Source: an optimization exercise on an open RTL-to-GDS flow (aim: small area). Production flows keep margins and buffers that such runs may drop. The RTL was checked by simulation tests, not by an equivalence proof against the original design. No activity file was given, so power comes from the tool's default toggle rates.

Fig. 1: signal wires by layer
(1.5 px per um)
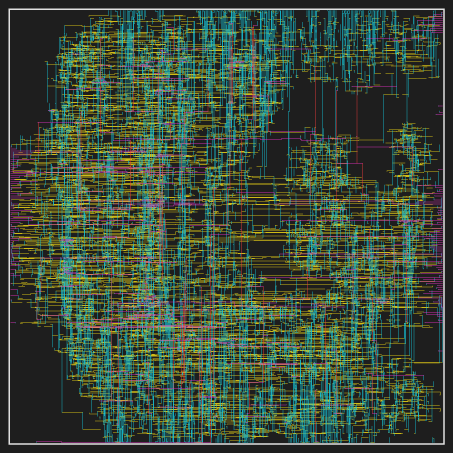
Fig. 2: M2 wires
(2 px per um)
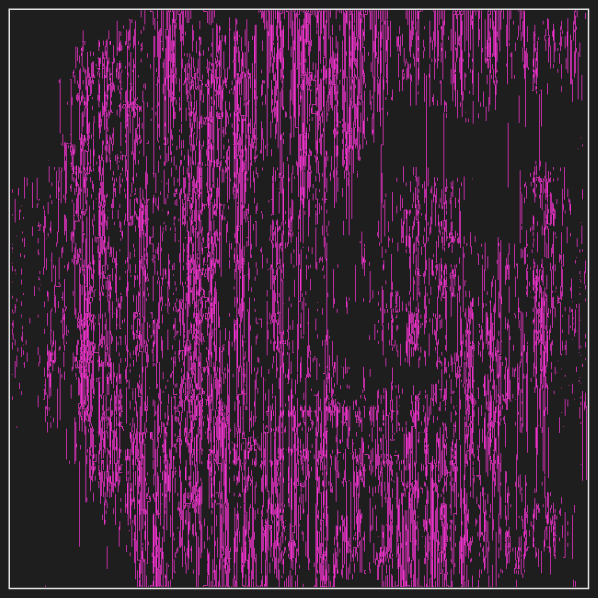
### config.mk
export PLATFORM = sky130hd
export DESIGN_NAME = time_syn_top
export DESIGN_NICKNAME = time_syn_top
export VERILOG_FILES = /design/flow/design.v
export SDC_FILE = /design/flow/constraint.sdc
export NUM_CORES = 4
export LEC_CHECK = 0
export CAP_MARGIN = 20
export CORE_MARGIN = 2
export CORE_UTILIZATION = 40
export SLEW_MARGIN = 20
### constraint.sdc
create_clock -name core_clock -period 7.0 [get_ports {i_clk}]
set_input_delay 1.4000 -clock core_clock [delete_from_list [all_inputs] [get_ports {i_clk}]]
set_output_delay 1.4000 -clock core_clock [all_outputs]
set_load 0.01 [all_outputs]
### design.v
`timescale 1ns / 1ps
module time_syn_rx(
    input           i_clk               ,
    input           i_rst               ,
    output [63:0]   o_recv_time_stamp   ,
    output          o_recv_ts_valid     ,
    output [63:0]   o_recv_std_time     ,
    output          o_recv_std_valid    ,
    output [63:0]   o_recv_return_ts    ,
    output          o_recv_return_valid ,
    input           i_rx_axis_tvalid    ,
    input  [63:0]   i_rx_axis_tdata     ,
    input           i_rx_axis_tlast     ,
    input  [7 :0]   i_rx_axis_tkeep     ,
    input           i_rx_axis_tuser      
);
localparam      P_TS_PRE        =   64'h00_00_00_00_00_00_66; 
localparam      P_STD_PRE       =   64'h00_00_00_00_00_00_88; 
localparam      P_RETURN_PRE    =   64'h00_00_00_00_00_00_55; 
localparam      P_FRAME_LEN     =   8'd8;
reg             ri_rx_axis_tvalid   ;
reg  [63:0]     ri_rx_axis_tdata    ;
reg             ri_rx_axis_tlast    ;
reg  [7 :0]     ri_rx_axis_tkeep    ;
reg             ri_rx_axis_tuser    ;
reg  [63:0]     ro_recv_time_stamp  ;
reg             ro_recv_ts_valid    ;
reg  [63:0]     ro_recv_std_time    ;
reg             ro_recv_std_valid   ;
reg  [63:0]     ro_recv_return_ts   ;
reg             ro_recv_return_valid;
assign  o_recv_time_stamp   = ri_rx_axis_tdata      ;
assign  o_recv_ts_valid     = ro_recv_ts_valid      ;
assign  o_recv_std_time     = ri_rx_axis_tdata      ;
assign  o_recv_std_valid    = ro_recv_std_valid     ;
assign  o_recv_return_ts    = ri_rx_axis_tdata      ;
assign  o_recv_return_valid = ro_recv_return_valid  ;
always @(posedge i_clk or posedge i_rst)begin
    if(i_rst)begin
        ri_rx_axis_tvalid <= 'd0;
        ri_rx_axis_tdata  <= 'd0;
        ri_rx_axis_tlast  <= 'd0;
        ri_rx_axis_tkeep  <= 'd0;
        ri_rx_axis_tuser  <= 'd0;
    end
    else begin
        ri_rx_axis_tvalid <= i_rx_axis_tvalid;
        ri_rx_axis_tdata  <= i_rx_axis_tdata ;
        ri_rx_axis_tlast  <= i_rx_axis_tlast ;
        ri_rx_axis_tkeep  <= i_rx_axis_tkeep ;
        ri_rx_axis_tuser  <= i_rx_axis_tuser ;        
    end
end
always @(posedge i_clk or posedge i_rst)begin
    if(i_rst)
        ro_recv_ts_valid   <= 'd0;       
    else if(ri_rx_axis_tvalid && ri_rx_axis_tdata == P_TS_PRE)
        ro_recv_ts_valid   <= 'd1;         
    else 
        ro_recv_ts_valid   <= 'd0;            
end
always @(posedge i_clk or posedge i_rst)begin
    if(i_rst)begin
        ro_recv_std_valid <= 'd0;       
    end
    else if(ri_rx_axis_tvalid && ri_rx_axis_tdata == P_STD_PRE)begin
        ro_recv_std_valid <= 'd1;         
    end
    else begin
        ro_recv_std_valid <= 'd0;            
    end
end
always @(posedge i_clk or posedge i_rst)begin
    if(i_rst)begin
        ro_recv_return_valid <= 'd0;       
    end
    else if(ri_rx_axis_tvalid && ri_rx_axis_tdata == P_RETURN_PRE)begin
        ro_recv_return_valid <= 'd1;         
    end
    else begin
        ro_recv_return_valid <= 'd0;            
    end
end
endmodule
`timescale 1ns / 1ps
module time_syn_tx(
    input           i_clk               ,
    input           i_rst               ,
    input           i_send_ts_valid     ,
    input  [63:0]   i_local_time        ,
    input           i_send_std_valid    ,
    input  [63:0]   i_std_time          ,
    input           i_return_valid      ,
    input  [63:0]   i_return_ts         ,
    input           i_tx_axis_tready    ,
    output          o_tx_axis_tvalid    ,
    output [63:0]   o_tx_axis_tdata     ,
    output          o_tx_axis_tlast     ,
    output [7 :0]   o_tx_axis_tkeep     ,
    output          o_tx_axis_tuser            
);
localparam      P_TS_PRE        =   64'h00_00_00_00_00_00_66; 
localparam      P_STD_PRE       =   64'h00_00_00_00_00_00_88; 
localparam      P_RETURN_PRE    =   64'h00_00_00_00_00_00_55; 
localparam      P_FRAME_LEN     =   8'd8;
reg             ri_send_ts_valid    ;
reg  [63:0]     ri_local_time       ;
reg             ri_send_std_valid   ;
reg  [63:0]     ri_std_time         ;
reg             ri_return_valid     ;
reg  [63:0]     ri_return_ts        ;
reg             ro_tx_axis_tvalid   ;
reg  [63:0]     ro_tx_axis_tdata    ;
reg             ro_tx_axis_tlast    ;
reg  [7 :0]     ro_tx_axis_tkeep    ;
reg             ro_tx_axis_tuser    ;
reg  [15:0]     r_send_cnt          ;
wire            w_tx_en             ;
assign  o_tx_axis_tvalid    =   ro_tx_axis_tvalid   ;
assign  o_tx_axis_tdata     =   ro_tx_axis_tdata    ;
assign  o_tx_axis_tlast     =   ro_tx_axis_tlast    ;
assign  o_tx_axis_tkeep     =   8'hff;
assign  o_tx_axis_tuser     =   'd0  ;
assign  w_tx_en             =   o_tx_axis_tvalid & i_tx_axis_tready;
always @(posedge i_clk or posedge i_rst)begin
    if(i_rst)begin
        ri_send_ts_valid  <= 'd0;
        ri_local_time     <= 'd0;
        ri_send_std_valid <= 'd0;
        ri_std_time       <= 'd0;
        ri_return_valid   <= 'd0;
        ri_return_ts      <= 'd0;
    end
    else begin
        ri_send_ts_valid  <= i_send_ts_valid ;
        ri_local_time     <= i_local_time    ;
        ri_send_std_valid <= i_send_std_valid;
        ri_std_time       <= i_std_time      ;
        ri_return_valid   <= i_return_valid  ;
        ri_return_ts      <= i_return_ts     ;
    end
end
always @(posedge i_clk or posedge i_rst)begin
    if(i_rst)
        r_send_cnt <= 'd0;
    else if(r_send_cnt == P_FRAME_LEN - 1)
        r_send_cnt <= 'd0;
    else if(w_tx_en)
        r_send_cnt <= r_send_cnt + 'd1;
    else
        r_send_cnt <= r_send_cnt;
end
always @(posedge i_clk or posedge i_rst)begin
    if(i_rst)
        ro_tx_axis_tvalid <= 'd0;
    else if(r_send_cnt == P_FRAME_LEN - 1)
        ro_tx_axis_tvalid <= 'd0;
    else if(ri_send_ts_valid || ri_send_std_valid || ri_return_valid) 
        ro_tx_axis_tvalid <= 'd1;
    else
        ro_tx_axis_tvalid <= ro_tx_axis_tvalid;
end
always @(posedge i_clk or posedge i_rst)begin
    if(i_rst)
        ro_tx_axis_tdata <= 'd0;
    else if(ri_send_ts_valid && !ro_tx_axis_tvalid)
        ro_tx_axis_tdata <= P_TS_PRE;
    else if(ri_return_valid && !ro_tx_axis_tvalid)
        ro_tx_axis_tdata <= P_RETURN_PRE;
    else if(ri_send_std_valid && !ro_tx_axis_tvalid)
        ro_tx_axis_tdata <= P_STD_PRE;
    else if(w_tx_en && ri_send_ts_valid)
        ro_tx_axis_tdata <= ri_local_time + 2;
    else if(w_tx_en && ri_return_valid)
        ro_tx_axis_tdata <= ri_return_ts;
    else if(w_tx_en && ri_send_std_valid)
        ro_tx_axis_tdata <= ri_std_time + 2;
    else
        ro_tx_axis_tdata <= ro_tx_axis_tdata;
end
always @(posedge i_clk or posedge i_rst)begin
    if(i_rst)
        ro_tx_axis_tlast <= 'd0;
    else if(r_send_cnt == P_FRAME_LEN - 2)
        ro_tx_axis_tlast <= 'd1;
    else
        ro_tx_axis_tlast <= 'd0;
end
endmodule
`timescale 1ns / 1ps
module time_syn_moudle#(
    parameter       P_MASTER_TIME_PORT   = 0,
    parameter       P_SLAVER_TIME_PORT   = 1
)(
    input           i_clk               ,
    input           i_rst               ,
    input           i_stat_rx_status    ,
    input           i_time_syn_start    ,
    input           i_select_std_port   , 
    output [63:0]   o_local_time        ,
    output [63:0]   o_time_offest       ,
    input           i_tx_axis_tready    ,
    output          o_tx_axis_tvalid    ,
    output [63:0]   o_tx_axis_tdata     ,
    output          o_tx_axis_tlast     ,
    output [7 :0]   o_tx_axis_tkeep     ,
    output          o_tx_axis_tuser     ,
    input           i_rx_axis_tvalid    ,
    input  [63:0]   i_rx_axis_tdata     ,
    input           i_rx_axis_tlast     ,
    input  [7 :0]   i_rx_axis_tkeep     ,
    input           i_rx_axis_tuser        
);
localparam      P_S_IDLE        =   0   ,    
                P_S_WAIT_S_TS   =   1   ,    
                P_S_RETURN_TS   =   2   ,    
                P_S_SEND_M_STD  =   3   ;    
localparam      P_S_SEND_S_TS   =   4   ,    
                P_S_WAIT_M_TS   =   5   ,    
                P_S_CMPT_OFFEST =   6   ,    
                P_S_WAIT_STD    =   7   ,    
                P_S_CMPT_STD    =   8   ,    
                P_S_SYN_END     =   9   ;    
localparam      P_FRAME_LEN     =   8'd8;
localparam      P_PROCESS       =   4;
localparam      P_TIME_OUT      =   300;
reg  [7 :0]     r_cur_s_state       ;
reg  [7 :0]     r_nxt_s_state       ;
reg  [7 :0]     r_cur_m_state       ;
reg  [7 :0]     r_nxt_m_state       ;
reg  [15:0]     r_state_s_cnt       ;
reg  [15:0]     r_state_m_cnt       ;
reg             ri_stat_rx_status   ;
reg             ri_time_syn_start   ;
reg             ri_time_syn_start_1d;
reg             ri_select_std_port  ;
reg             r_send_ts_valid     ;
reg  [63:0]     r_local_time        ;
reg             r_send_std_valid    ;
reg             r_return_valid      ;
reg  [63:0]     r_return_ts         ;
reg             r_cmpt_std_end      ;
reg  [63:0]     r_time_offest       ;
reg             r_wait_time_out     ;
wire [63:0]     w_recv_time_stamp   ; 
wire            w_recv_ts_valid     ;
wire [63:0]     w_recv_std_time     ; 
wire            w_recv_std_valid    ;
wire [63:0]     w_recv_return_ts    ;
wire            w_recv_return_valid ;
wire            w_time_syn_pos      ;
time_syn_rx time_syn_rx_u0(
    .i_clk               (i_clk                 ),
    .i_rst               (i_rst                 ),
    .o_recv_time_stamp   (w_recv_time_stamp     ),
    .o_recv_ts_valid     (w_recv_ts_valid       ),
    .o_recv_std_time     (w_recv_std_time       ),
    .o_recv_std_valid    (w_recv_std_valid      ),
    .o_recv_return_ts    (w_recv_return_ts      ),
    .o_recv_return_valid (w_recv_return_valid   ),
    .i_rx_axis_tvalid    (i_rx_axis_tvalid      ),
    .i_rx_axis_tdata     (i_rx_axis_tdata       ),
    .i_rx_axis_tlast     (i_rx_axis_tlast       ),
    .i_rx_axis_tkeep     (i_rx_axis_tkeep       ),
    .i_rx_axis_tuser     (i_rx_axis_tuser       ) 
);
time_syn_tx time_syn_tx_u0(
    .i_clk               (i_clk                 ),
    .i_rst               (i_rst                 ),
    .i_send_ts_valid     (r_send_ts_valid       ),
    .i_local_time        (r_local_time          ),
    .i_send_std_valid    (r_send_std_valid      ),
    .i_std_time          (r_local_time          ),
    .i_return_valid      (r_return_valid        ),
    .i_return_ts         (r_return_ts           ),
    .i_tx_axis_tready    (i_tx_axis_tready      ),
    .o_tx_axis_tvalid    (o_tx_axis_tvalid      ),
    .o_tx_axis_tdata     (o_tx_axis_tdata       ),
    .o_tx_axis_tlast     (o_tx_axis_tlast       ),
    .o_tx_axis_tkeep     (o_tx_axis_tkeep       ),
    .o_tx_axis_tuser     (o_tx_axis_tuser       ) 
);
assign o_local_time = r_local_time;
assign o_time_offest = r_time_offest;
assign w_time_syn_pos = ri_time_syn_start && !ri_time_syn_start_1d;
always @(posedge i_clk or posedge i_rst)begin
    if(i_rst)begin
        ri_stat_rx_status <= 'd0;
        ri_time_syn_start <= 'd0;
        ri_time_syn_start_1d <= 'd0;
    end
    else begin
        ri_stat_rx_status <= i_stat_rx_status;
        ri_time_syn_start <= i_time_syn_start;
        ri_time_syn_start_1d <= ri_time_syn_start;
    end
end
always @(posedge i_clk or posedge i_rst)begin
    if(i_rst)
        ri_select_std_port <= 'd0;
    else if(r_cur_m_state != P_S_RETURN_TS) 
        ri_select_std_port <= i_select_std_port;
    else
        ri_select_std_port <= ri_select_std_port;
end
always @(posedge i_clk or posedge i_rst)begin
    if(i_rst)
        r_local_time <= 'd0;
    else if(ri_select_std_port) 
        r_local_time <= r_local_time + 1;
    else if(w_recv_std_valid && r_cur_s_state == P_S_WAIT_STD) 
        r_local_time <= w_recv_std_time + r_time_offest + 2; 
    else
        r_local_time <= r_local_time + 1;
end
always @(posedge i_clk or posedge i_rst)begin
    if(i_rst)
        r_cur_m_state <= P_S_IDLE;
    else
        r_cur_m_state <= r_nxt_m_state;
end
always @(posedge i_clk or posedge i_rst)begin
    if(i_rst)
        r_state_m_cnt <= 'd0;
    else if(r_cur_m_state != r_nxt_m_state)
        r_state_m_cnt <= 'd0;
    else
        r_state_m_cnt <= r_state_m_cnt + 1;
end
always @(*)begin
    case(r_cur_m_state)
        P_S_IDLE       : begin
            if(P_MASTER_TIME_PORT && ri_stat_rx_status)
                r_nxt_m_state = P_S_WAIT_S_TS;
            else
                r_nxt_m_state = P_S_IDLE;
        end
        P_S_WAIT_S_TS  : begin
            if(w_recv_ts_valid)
                r_nxt_m_state = P_S_RETURN_TS;
            else
                r_nxt_m_state = P_S_WAIT_S_TS;
        end
        P_S_RETURN_TS  : begin
            if(r_state_m_cnt >= P_TIME_OUT)
                r_nxt_m_state = P_S_WAIT_S_TS;
            else if(r_state_m_cnt >= P_FRAME_LEN && ((r_cmpt_std_end && !ri_select_std_port) || ri_select_std_port)) 
                r_nxt_m_state = P_S_SEND_M_STD;
            else
                r_nxt_m_state = P_S_RETURN_TS;
        end
        P_S_SEND_M_STD : begin
            if(r_state_m_cnt == P_FRAME_LEN)
                r_nxt_m_state = P_S_WAIT_S_TS;
            else
                r_nxt_m_state = P_S_SEND_M_STD;
        end
        default        : r_nxt_m_state = P_S_IDLE;
    endcase
end
always  @(posedge i_clk or posedge i_rst)begin
    if(i_rst)begin
        r_return_valid <= 'd0;
    end
    else if(r_cur_m_state == P_S_RETURN_TS && r_state_m_cnt <= P_FRAME_LEN)begin
        r_return_valid <= 'd1;
    end
    else begin
        r_return_valid <= 'd0;
    end
end
always  @(posedge i_clk or posedge i_rst)begin
    if(i_rst)begin
        r_return_ts <= 'd0;
    end
    else if(r_cur_m_state == P_S_WAIT_S_TS && r_nxt_m_state == P_S_RETURN_TS)begin
        r_return_ts <= w_recv_time_stamp;
    end
    else begin
        r_return_ts <= r_return_ts;
    end
end
always  @(posedge i_clk or posedge i_rst)begin
    if(i_rst)
        r_send_std_valid <= 'd0;
    else if(r_cur_m_state == P_S_SEND_M_STD)
        r_send_std_valid <= 'd1;
    else
        r_send_std_valid <= 'd0;
end
always @(posedge i_clk or posedge i_rst)begin
    if(i_rst)
        r_cur_s_state <= P_S_IDLE;
    else
        r_cur_s_state <= r_nxt_s_state;
end
always @(posedge i_clk or posedge i_rst)begin
    if(i_rst)
        r_state_s_cnt <= 'd0;
    else if(r_cur_s_state != r_nxt_s_state)
        r_state_s_cnt <= 'd0;
    else
        r_state_s_cnt <= r_state_s_cnt + 1;
end
always @(*)begin
    case(r_cur_s_state)
        P_S_IDLE        :begin
            if(P_SLAVER_TIME_PORT && ri_stat_rx_status && ri_time_syn_start_1d)
                r_nxt_s_state = P_S_SEND_S_TS;
            else
                r_nxt_s_state = P_S_IDLE;
        end
        P_S_SEND_S_TS   :begin
            if(r_state_s_cnt == P_FRAME_LEN)
                r_nxt_s_state = P_S_WAIT_M_TS;
            else
                r_nxt_s_state = P_S_SEND_S_TS;
        end
        P_S_WAIT_M_TS   :begin
            if(r_wait_time_out) 
                r_nxt_s_state = P_S_SEND_S_TS;
            else if(w_recv_return_valid)
                r_nxt_s_state = P_S_CMPT_OFFEST;
            else
                r_nxt_s_state = P_S_WAIT_M_TS;
        end
        P_S_CMPT_OFFEST : r_nxt_s_state = P_S_WAIT_STD;
        P_S_WAIT_STD    :begin
            if(r_wait_time_out) 
                r_nxt_s_state = P_S_SEND_S_TS;
            else if(w_recv_std_valid)
                r_nxt_s_state = P_S_CMPT_STD;
            else
                r_nxt_s_state = P_S_WAIT_STD;
        end
        P_S_CMPT_STD    : r_nxt_s_state = P_S_SYN_END;
        P_S_SYN_END     : r_nxt_s_state = P_S_IDLE;
        default         : r_nxt_s_state = P_S_IDLE;
    endcase
end
always @(posedge i_clk or posedge i_rst)begin
    if(i_rst)
        r_time_offest <= 'd0;
    else if(r_cur_s_state == P_S_WAIT_M_TS && w_recv_return_valid)
        r_time_offest <= (r_local_time - w_recv_return_ts - P_PROCESS) >> 1;
    else
        r_time_offest <= r_time_offest;
end
always @(posedge i_clk or posedge i_rst)begin
    if(i_rst)
        r_send_ts_valid <= 'd0;
    else if(r_cur_s_state == P_S_SEND_S_TS)
        r_send_ts_valid <= 'd1;
    else
        r_send_ts_valid <= 'd0;
end
always @(posedge i_clk or posedge i_rst)begin
    if(i_rst)
        r_cmpt_std_end <= 'd0;
    else if(r_cur_s_state == P_S_CMPT_STD)
        r_cmpt_std_end <= 'd1;
    else
        r_cmpt_std_end <= 'd0;
end
always @(posedge i_clk or posedge i_rst)begin
    if(i_rst)
        r_wait_time_out <= 'd0;
    else if((r_cur_s_state != P_S_WAIT_M_TS) && (r_cur_s_state != P_S_WAIT_STD))
        r_wait_time_out <= 'd0;
    else if(r_state_s_cnt == P_TIME_OUT)
        r_wait_time_out <= 'd1;
    else
        r_wait_time_out <= r_wait_time_out;
end
endmodule
`timescale 1ns / 1ps
module Time_syn_ctrl_module(
    input           i_clk               ,
    input           i_rst               ,
    output          o_time_syn_start    ,
    output          o_select_port       ,
    input           i_rx_axis_tvalid    ,
    input  [63:0]   i_rx_axis_tdata     ,
    input           i_rx_axis_tlast     ,
    input  [7 :0]   i_rx_axis_tkeep     ,
    input           i_rx_axis_tuser      
);
localparam      P_SYN_START     =   64'h00_00_00_00_00_55_66;
localparam      P_SELECT_PORT   =   64'h00_00_00_00_00_55_88;
localparam      P_FRAME_LEN     =   8'd8;
reg             ri_rx_axis_tvalid   ;
reg  [63:0]     ri_rx_axis_tdata    ;
reg             ri_rx_axis_tlast    ;
reg  [7 :0]     ri_rx_axis_tkeep    ;
reg             ri_rx_axis_tuser    ;
reg  [63:0]     ro_time_syn_start   ;
reg             ro_select_port      ;
assign  o_time_syn_start   = ro_time_syn_start      ;
assign  o_select_port      = ro_select_port         ;
always @(posedge i_clk or posedge i_rst)begin
    if(i_rst)begin
        ri_rx_axis_tvalid <= 'd0;
        ri_rx_axis_tdata  <= 'd0;
        ri_rx_axis_tlast  <= 'd0;
        ri_rx_axis_tkeep  <= 'd0;
        ri_rx_axis_tuser  <= 'd0;
    end
    else begin
        ri_rx_axis_tvalid <= i_rx_axis_tvalid;
        ri_rx_axis_tdata  <= i_rx_axis_tdata ;
        ri_rx_axis_tlast  <= i_rx_axis_tlast ;
        ri_rx_axis_tkeep  <= i_rx_axis_tkeep ;
        ri_rx_axis_tuser  <= i_rx_axis_tuser ;        
    end
end
always @(posedge i_clk or posedge i_rst)begin
    if(i_rst)
        ro_time_syn_start   <= 'd0;       
    else if(ri_rx_axis_tvalid && ri_rx_axis_tdata == P_SYN_START)
        ro_time_syn_start   <= 'd1;         
    else 
        ro_time_syn_start   <= 'd0;            
end
always @(posedge i_clk or posedge i_rst)begin
    if(i_rst)
        ro_select_port   <= 'd0;     
    else if(ri_rx_axis_tvalid && ri_rx_axis_tdata == P_SYN_START)
        ro_select_port   <= 'd0;   
    else if(ri_rx_axis_tvalid && ri_rx_axis_tdata == P_SELECT_PORT)
        ro_select_port   <= 'd1;         
    else 
        ro_select_port   <= ro_select_port;            
end
endmodule
`timescale 1ns / 1ps
module send_time_module(
    input           i_clk               ,
    input           i_rst               ,
    input  [63:0]   i_local_time        ,
    input           i_stat_rx_status    ,
    input           i_tx_axis_tready    ,
    output          o_tx_axis_tvalid    ,
    output [63:0]   o_tx_axis_tdata     ,
    output          o_tx_axis_tlast     ,
    output [7 :0]   o_tx_axis_tkeep     ,
    output          o_tx_axis_tuser       
);
localparam  P_FRAME_LEN = 200;
wire    w_tx_en;
assign  w_tx_en = i_tx_axis_tready & o_tx_axis_tvalid;
reg             ro_tx_axis_tvalid;
reg     [63:0]  ro_tx_axis_tdata ;
reg             ro_tx_axis_tlast ;
reg     [15:0]  r_send_cnt;  
assign  o_tx_axis_tvalid = ro_tx_axis_tvalid;
assign  o_tx_axis_tdata  = ro_tx_axis_tdata ;
assign  o_tx_axis_tlast  = ro_tx_axis_tlast ;
assign  o_tx_axis_tkeep  = 8'hff;
assign  o_tx_axis_tuser  = 'd0;
always @(posedge i_clk or posedge i_rst)begin
    if(i_rst)
        r_send_cnt <= 'd0;
    else if(r_send_cnt == P_FRAME_LEN - 1)
        r_send_cnt <= 'd0;
    else if(w_tx_en)
        r_send_cnt <= r_send_cnt + 1;
    else
        r_send_cnt <= r_send_cnt;
end
always @(posedge i_clk or posedge i_rst)begin
    if(i_rst)
        ro_tx_axis_tvalid <= 'd0;
    else if(i_stat_rx_status)
        ro_tx_axis_tvalid <= 'd1;
    else
        ro_tx_axis_tvalid <= ro_tx_axis_tvalid;
end
always @(posedge i_clk or posedge i_rst)begin
    if(i_rst)
        ro_tx_axis_tdata <= 'd0;
    else
        ro_tx_axis_tdata <= i_local_time;
end
always @(posedge i_clk or posedge i_rst)begin
    if(i_rst)
        ro_tx_axis_tlast <= 'd0;
    else if(r_send_cnt == P_FRAME_LEN - 2)
        ro_tx_axis_tlast <= 'd1;
    else
        ro_tx_axis_tlast <= 'd0;
end
endmodule
`timescale 1ns / 1ps
module time_syn_top(
    input           i_clk               ,
    input           i_rst               ,
    input           i_stat_rx_status_0  ,
    input           i_stat_rx_status_1  ,
    output [63:0]   o_local_time        ,
    output [63:0]   o_time_offest       ,
    input           i_tx_axis_tready_0  ,
    output          o_tx_axis_tvalid_0  ,
    output [63:0]   o_tx_axis_tdata_0   ,
    output          o_tx_axis_tlast_0   ,
    output [7 :0]   o_tx_axis_tkeep_0   ,
    output          o_tx_axis_tuser_0   ,
    input           i_rx_axis_tvalid_0  ,
    input  [63:0]   i_rx_axis_tdata_0   ,
    input           i_rx_axis_tlast_0   ,
    input  [7 :0]   i_rx_axis_tkeep_0   ,
    input           i_rx_axis_tuser_0   ,
    input           i_tx_axis_tready_1  ,
    output          o_tx_axis_tvalid_1  ,
    output [63:0]   o_tx_axis_tdata_1   ,
    output          o_tx_axis_tlast_1   ,
    output [7 :0]   o_tx_axis_tkeep_1   ,
    output          o_tx_axis_tuser_1   ,
    input           i_rx_axis_tvalid_1  ,
    input  [63:0]   i_rx_axis_tdata_1   ,
    input           i_rx_axis_tlast_1   ,
    input  [7 :0]   i_rx_axis_tkeep_1   ,
    input           i_rx_axis_tuser_1
);
wire [63 :0]    w_local_time    ;
wire            w_time_syn_start;
wire            w_select_port   ;
assign o_local_time = w_local_time;
time_syn_moudle#(
    .P_MASTER_TIME_PORT  (1),
    .P_SLAVER_TIME_PORT  (1)
)time_syn_moudle_u0(
    .i_clk               (i_clk             ),
    .i_rst               (i_rst             ),
    .i_stat_rx_status    (i_stat_rx_status_0),
    .i_time_syn_start    (w_time_syn_start  ),
    .i_select_std_port   (w_select_port     ),
    .o_local_time        (w_local_time      ),
    .o_time_offest       (o_time_offest     ),
    .i_tx_axis_tready    (i_tx_axis_tready_0),
    .o_tx_axis_tvalid    (o_tx_axis_tvalid_0),
    .o_tx_axis_tdata     (o_tx_axis_tdata_0 ),
    .o_tx_axis_tlast     (o_tx_axis_tlast_0 ),
    .o_tx_axis_tkeep     (o_tx_axis_tkeep_0 ),
    .o_tx_axis_tuser     (o_tx_axis_tuser_0 ),
    .i_rx_axis_tvalid    (i_rx_axis_tvalid_0),
    .i_rx_axis_tdata     (i_rx_axis_tdata_0 ),
    .i_rx_axis_tlast     (i_rx_axis_tlast_0 ),
    .i_rx_axis_tkeep     (i_rx_axis_tkeep_0 ),
    .i_rx_axis_tuser     (i_rx_axis_tuser_0 )
);
Time_syn_ctrl_module Time_syn_ctrl_module_u0(
    .i_clk               (i_clk             ),
    .i_rst               (i_rst             ),
    .o_time_syn_start    (w_time_syn_start  ),
    .o_select_port       (w_select_port     ),
    .i_rx_axis_tvalid    (i_rx_axis_tvalid_1),
    .i_rx_axis_tdata     (i_rx_axis_tdata_1 ),
    .i_rx_axis_tlast     (i_rx_axis_tlast_1 ),
    .i_rx_axis_tkeep     (i_rx_axis_tkeep_1 ),
    .i_rx_axis_tuser     (i_rx_axis_tuser_1 )
);
send_time_module send_time_module_u0(
    .i_clk               (i_clk             ),
    .i_rst               (i_rst             ),
    .i_local_time        (w_local_time      ),
    .i_stat_rx_status    (i_stat_rx_status_1),
    .i_tx_axis_tready    (i_tx_axis_tready_1),
    .o_tx_axis_tvalid    (o_tx_axis_tvalid_1),
    .o_tx_axis_tdata     (o_tx_axis_tdata_1 ),
    .o_tx_axis_tlast     (o_tx_axis_tlast_1 ),
    .o_tx_axis_tkeep     (o_tx_axis_tkeep_1 ),
    .o_tx_axis_tuser     (o_tx_axis_tuser_1 )
);
endmodule
### run.sh
#!/bin/bash
# synth_recipe.tcl (not shown) runs the flow's synth.tcl, then flattens the netlist and writes it again
# the make line also repeats each setting of config.mk as NAME=value (left out here)
make -C /OpenROAD-flow-scripts/flow DESIGN_CONFIG=/design/flow/config.mk WORK_HOME=/design/flow/orfs CLKGATE_MAP_FILE= SYNTH_SCRIPT=/design/flow/synth_recipe.tcl finish
==> key figures <==
Pwr
  – Clock Power Share: 46.8%
  – P per Cell Area: 209 nW/um^2
  – Clock group: 0.00389 W
  – Sequential power: 0.00367 W
  – Cell Int Power: 0.00625 W
  – Sw Share: 24.9%
  – Top power group: clock
  – Switching Power: 0.00207 W
  – Comb pwr: 0.000765 W
  – Logic pwr share: 9.2%
  – VDD IR-drop max: 0.152 mV

Critical path
  – Type of the worst setup path: flip-flop to flip-flop
  – Nature of the critical path endpoint: flip-flop
  – Crit path to: time_syn_moudle_u0.r_local_time[59]
  – Worst-path maximum fanout: 4
  – Reg2Reg Setup Slack: 2420 ps
  – CP required: 7470 ps
  – Crit. path cell count: 16
  – CP peak stage delay: 600 ps
  – CP max-delay cell: a32oi_1
  – CP Cell Sequence: inv_1 > ha_1 > inv_1 > ha_1 > inv_1 > fa_1 > nor2b_1 > o31a_1 > o31ai_1 > o211ai_1 > a32oi_1 > o221ai_1 > or2_2 > a31oi_1 > xor2_1 > a21oi_1
  – WP data arrival: 5050 ps
  – Worst path bufs/invs: 3
  – Most frequent CP cell: inv_1

Outcome
  – Status: no timing/DRC/antenna violations

Yosys
  – Sequential area share after synthesis: 46.6%
  – Synth warnings: 5
  – Post-Syn Area: 32,400 um^2
  – Largest area contributor in the netlist: dfrtp_1
  – Top_reg_cell synth: dfrtp_1
  – Synth unique cells: 81
  – Synth top area cells: dfrtp_1 (47%), ha_1 (10%), xnor2_1 (4.9%)
  – Top cell type's share of synthesized area: 46.6%
  – Synth async-reset ratio: 100%

Floorplan
  – Initial Util: 40.4%
  – Tap cells: 1,060
  – Core ar.: 80,400 um^2

Layout
  – Largest class: multi-input combinational cells
  – Inverter count: 248
  – Multi-input gates: 2,358
  – Post-layout nets: 4,117
  – Seq_cells: 604
  – Most common cell after layout, fill and taps aside: dfrtp_1
  – Multi-input logic area: 15,900 um^2
  – Layout clock buffers: 99
  – Layout cells sized above 1: 6.63%
  – Inserted Diodes: 0
  – Multi-input gate share of the layout cell area: 39.9%
  – Fill cell count: 7,515
  – Sequential share of cell area: 37.9%
  – P&R area growth vs syn: 23.0%
  – Post-layout util: 49.6%
  – Fin area: 39,900 um^2

Timing
  – Fmax: 219 MHz
  – Layout Skew: 19.5 ps
  – Tightest Pin Transition: 1100 ps
  – Tcrit/Tclk final: 65.4%
  – Setup ws final: 2420 ps
  – Final setup TNS: 0 ps
  – RSZ-0062 raised after global routing: no
  – Hold Slack: 345 ps
  – Final setup vio count: 0
  – Hold Fails Final Rpt: 0
  – Fin. max-slew vios: 0

CTS
  – Hold-fix buffers, CTS: 0
  – H-tree depth: 3
  – Clk sinks: 604
  – Clock tree buffer depth: 3
  – Post-CTS Setup Bufs: 0

Drt
  – # DRC: 0
  – Vias per cell: 5.30
  – Routed Antenna Nets: 0
  – Drt first pass iters: 6
  – Drt initial violations: 1,742

Min path
  – Hold Path Sink: time_syn_moudle_u0.ri_time_syn_start
  – WHS Path Cells: 0
  – Hold Path Class: flip-flop to flip-flop

Placement
  – IO buf count: 394
  – GP Congestion: 0.913
  – Post-DP Area: 37,400 um^2
  – Post-DP HPWL: 74.8 mm

GRT
  – Vias in the first global route: 24,969
  – Pin count of the biggest net entering global routing: 159

Job
  – Max-cap viol count: 0
Notes on Fig. 1 above:
M3: drawn in magenta, wire length 5,440 um. M2: drawn in cyan, wire length 44.1 mm. M4: drawn in red, wire length 2,870 um. M1: drawn in yellow, wire length 45.9 mm.
Tot GR Track Use: 23.4%
Vias: 25,537
routed wire length per instance: 20.4 um
final wirelength: 98.3 mm

Notes on Fig. 2 above:
The wires run mostly vertical. The layer holds 45% of the routed length. 3,294 nets have wire on it. The layer carries 44.1 mm of wire.

## cells by family after synthesis
| logic type | count (synthesis) | synth area share (%) |
|---|---|---|
| AND/OR/NAND/NOR | 1039 | 15.3 |
| AO/OA/AOI/OAI | 685 | 13.1 |
| flip-flops | 604 | 46.6 |
| buffers and inverters | 386 | 4.73 |
| XOR/XNOR | 285 | 7.69 |
| adder cells (fa/ha/maj) | 261 | 10.1 |
| multiplexers | 69 | 2.38 |
| other | 2 | 0.0231 |
## stage by stage
stage	cells	total power (W)
4_1_cts	4817	0.00843
3_5_place_dp	4685	0.00449
3_3_place_gp	4685	0.00448
2_1_floorplan	3348	0.00423
6_report	4817	0.00833
5_1_grt	4817	0.00868
## synthesized netlist by cell type (11+ instances only)
cell / n
or3_1: 11
nand2_1: 392
o21ai_0: 215
nand3_1: 92
and3_1: 46
nor3_1: 55
a21oi_1: 189
a211oi_1: 16
nor2_1: 206
a22o_1: 14
ha_1: 259
inv_1: 248
and2_1: 18
buf_4: 19
a21o_1: 70
nor2b_1: 21
nand4_1: 71
clkbuf_1: 109
nor4_1: 37
o21bai_1: 30
nand2b_1: 20
xor2_1: 102
o221ai_1: 42
a31oi_1: 17
and4_1: 17
dfrtp_1: 604
xnor2_1: 183
mux2_2: 65
## metal layers
metal | GRT usage [%] | wire [um]
met1 | 33.5 | 45900
met2 | 36.3 | 44100
met3 | 3.88 | 5440
met4 | 7.04 | 2870
met5 | 0 | 0
## registers in the layout, summed over array words and instances, names as in the netlist, 2 cells and up
register                                            count
Time_syn_ctrl_module_u0.ri_rx_axis_tdata               64
send_time_module_u0.ro_tx_axis_tdata                   64
time_syn_moudle_u0.r_local_time                        64
time_syn_moudle_u0.r_return_ts                         64
time_syn_moudle_u0.time_syn_rx_u0.ri_rx_axis_tdata     64
time_syn_moudle_u0.time_syn_tx_u0.ri_return_ts         64
time_syn_moudle_u0.time_syn_tx_u0.ro_tx_axis_tdata     64
time_syn_moudle_u0.r_time_offest                       63
send_time_module_u0.r_send_cnt                         16
time_syn_moudle_u0.r_state_m_cnt                       16
time_syn_moudle_u0.r_state_s_cnt                       16
time_syn_moudle_u0.time_syn_tx_u0.r_send_cnt           16
time_syn_moudle_u0.r_cur_s_state                        4
time_syn_moudle_u0.r_cur_m_state                        2

==> separate check: timing with driven ports <==
Ports are ideal in the flow. The routed layout listed here was re-timed in OpenROAD. Step 1 sets driving cells, clkbuf_16 on the clock port and buf_2 on the other inputs (assumed; they add their load-dependent delay and slew). Step 2 also shifts input and output timing later by t, the mid clock arrival at the registers, as if the neighbouring blocks saw the same clock. Slacks: ideal ports / drivers / drivers and shift; pairs: ideal ports / drivers.
t (ns): 0.663
setup WS [ns]: 2.424 / 2.424 / 2.424
hold slack, ns: 0.345 / 0.345 / 0.345
worst setup path after step 2: register to register
worst slew at a driven data input, ns: 0.06
After both steps this run still meets setup and hold. The setup slack of this run moves by 0.000 ns with the drivers and by 0.000 ns with both steps.
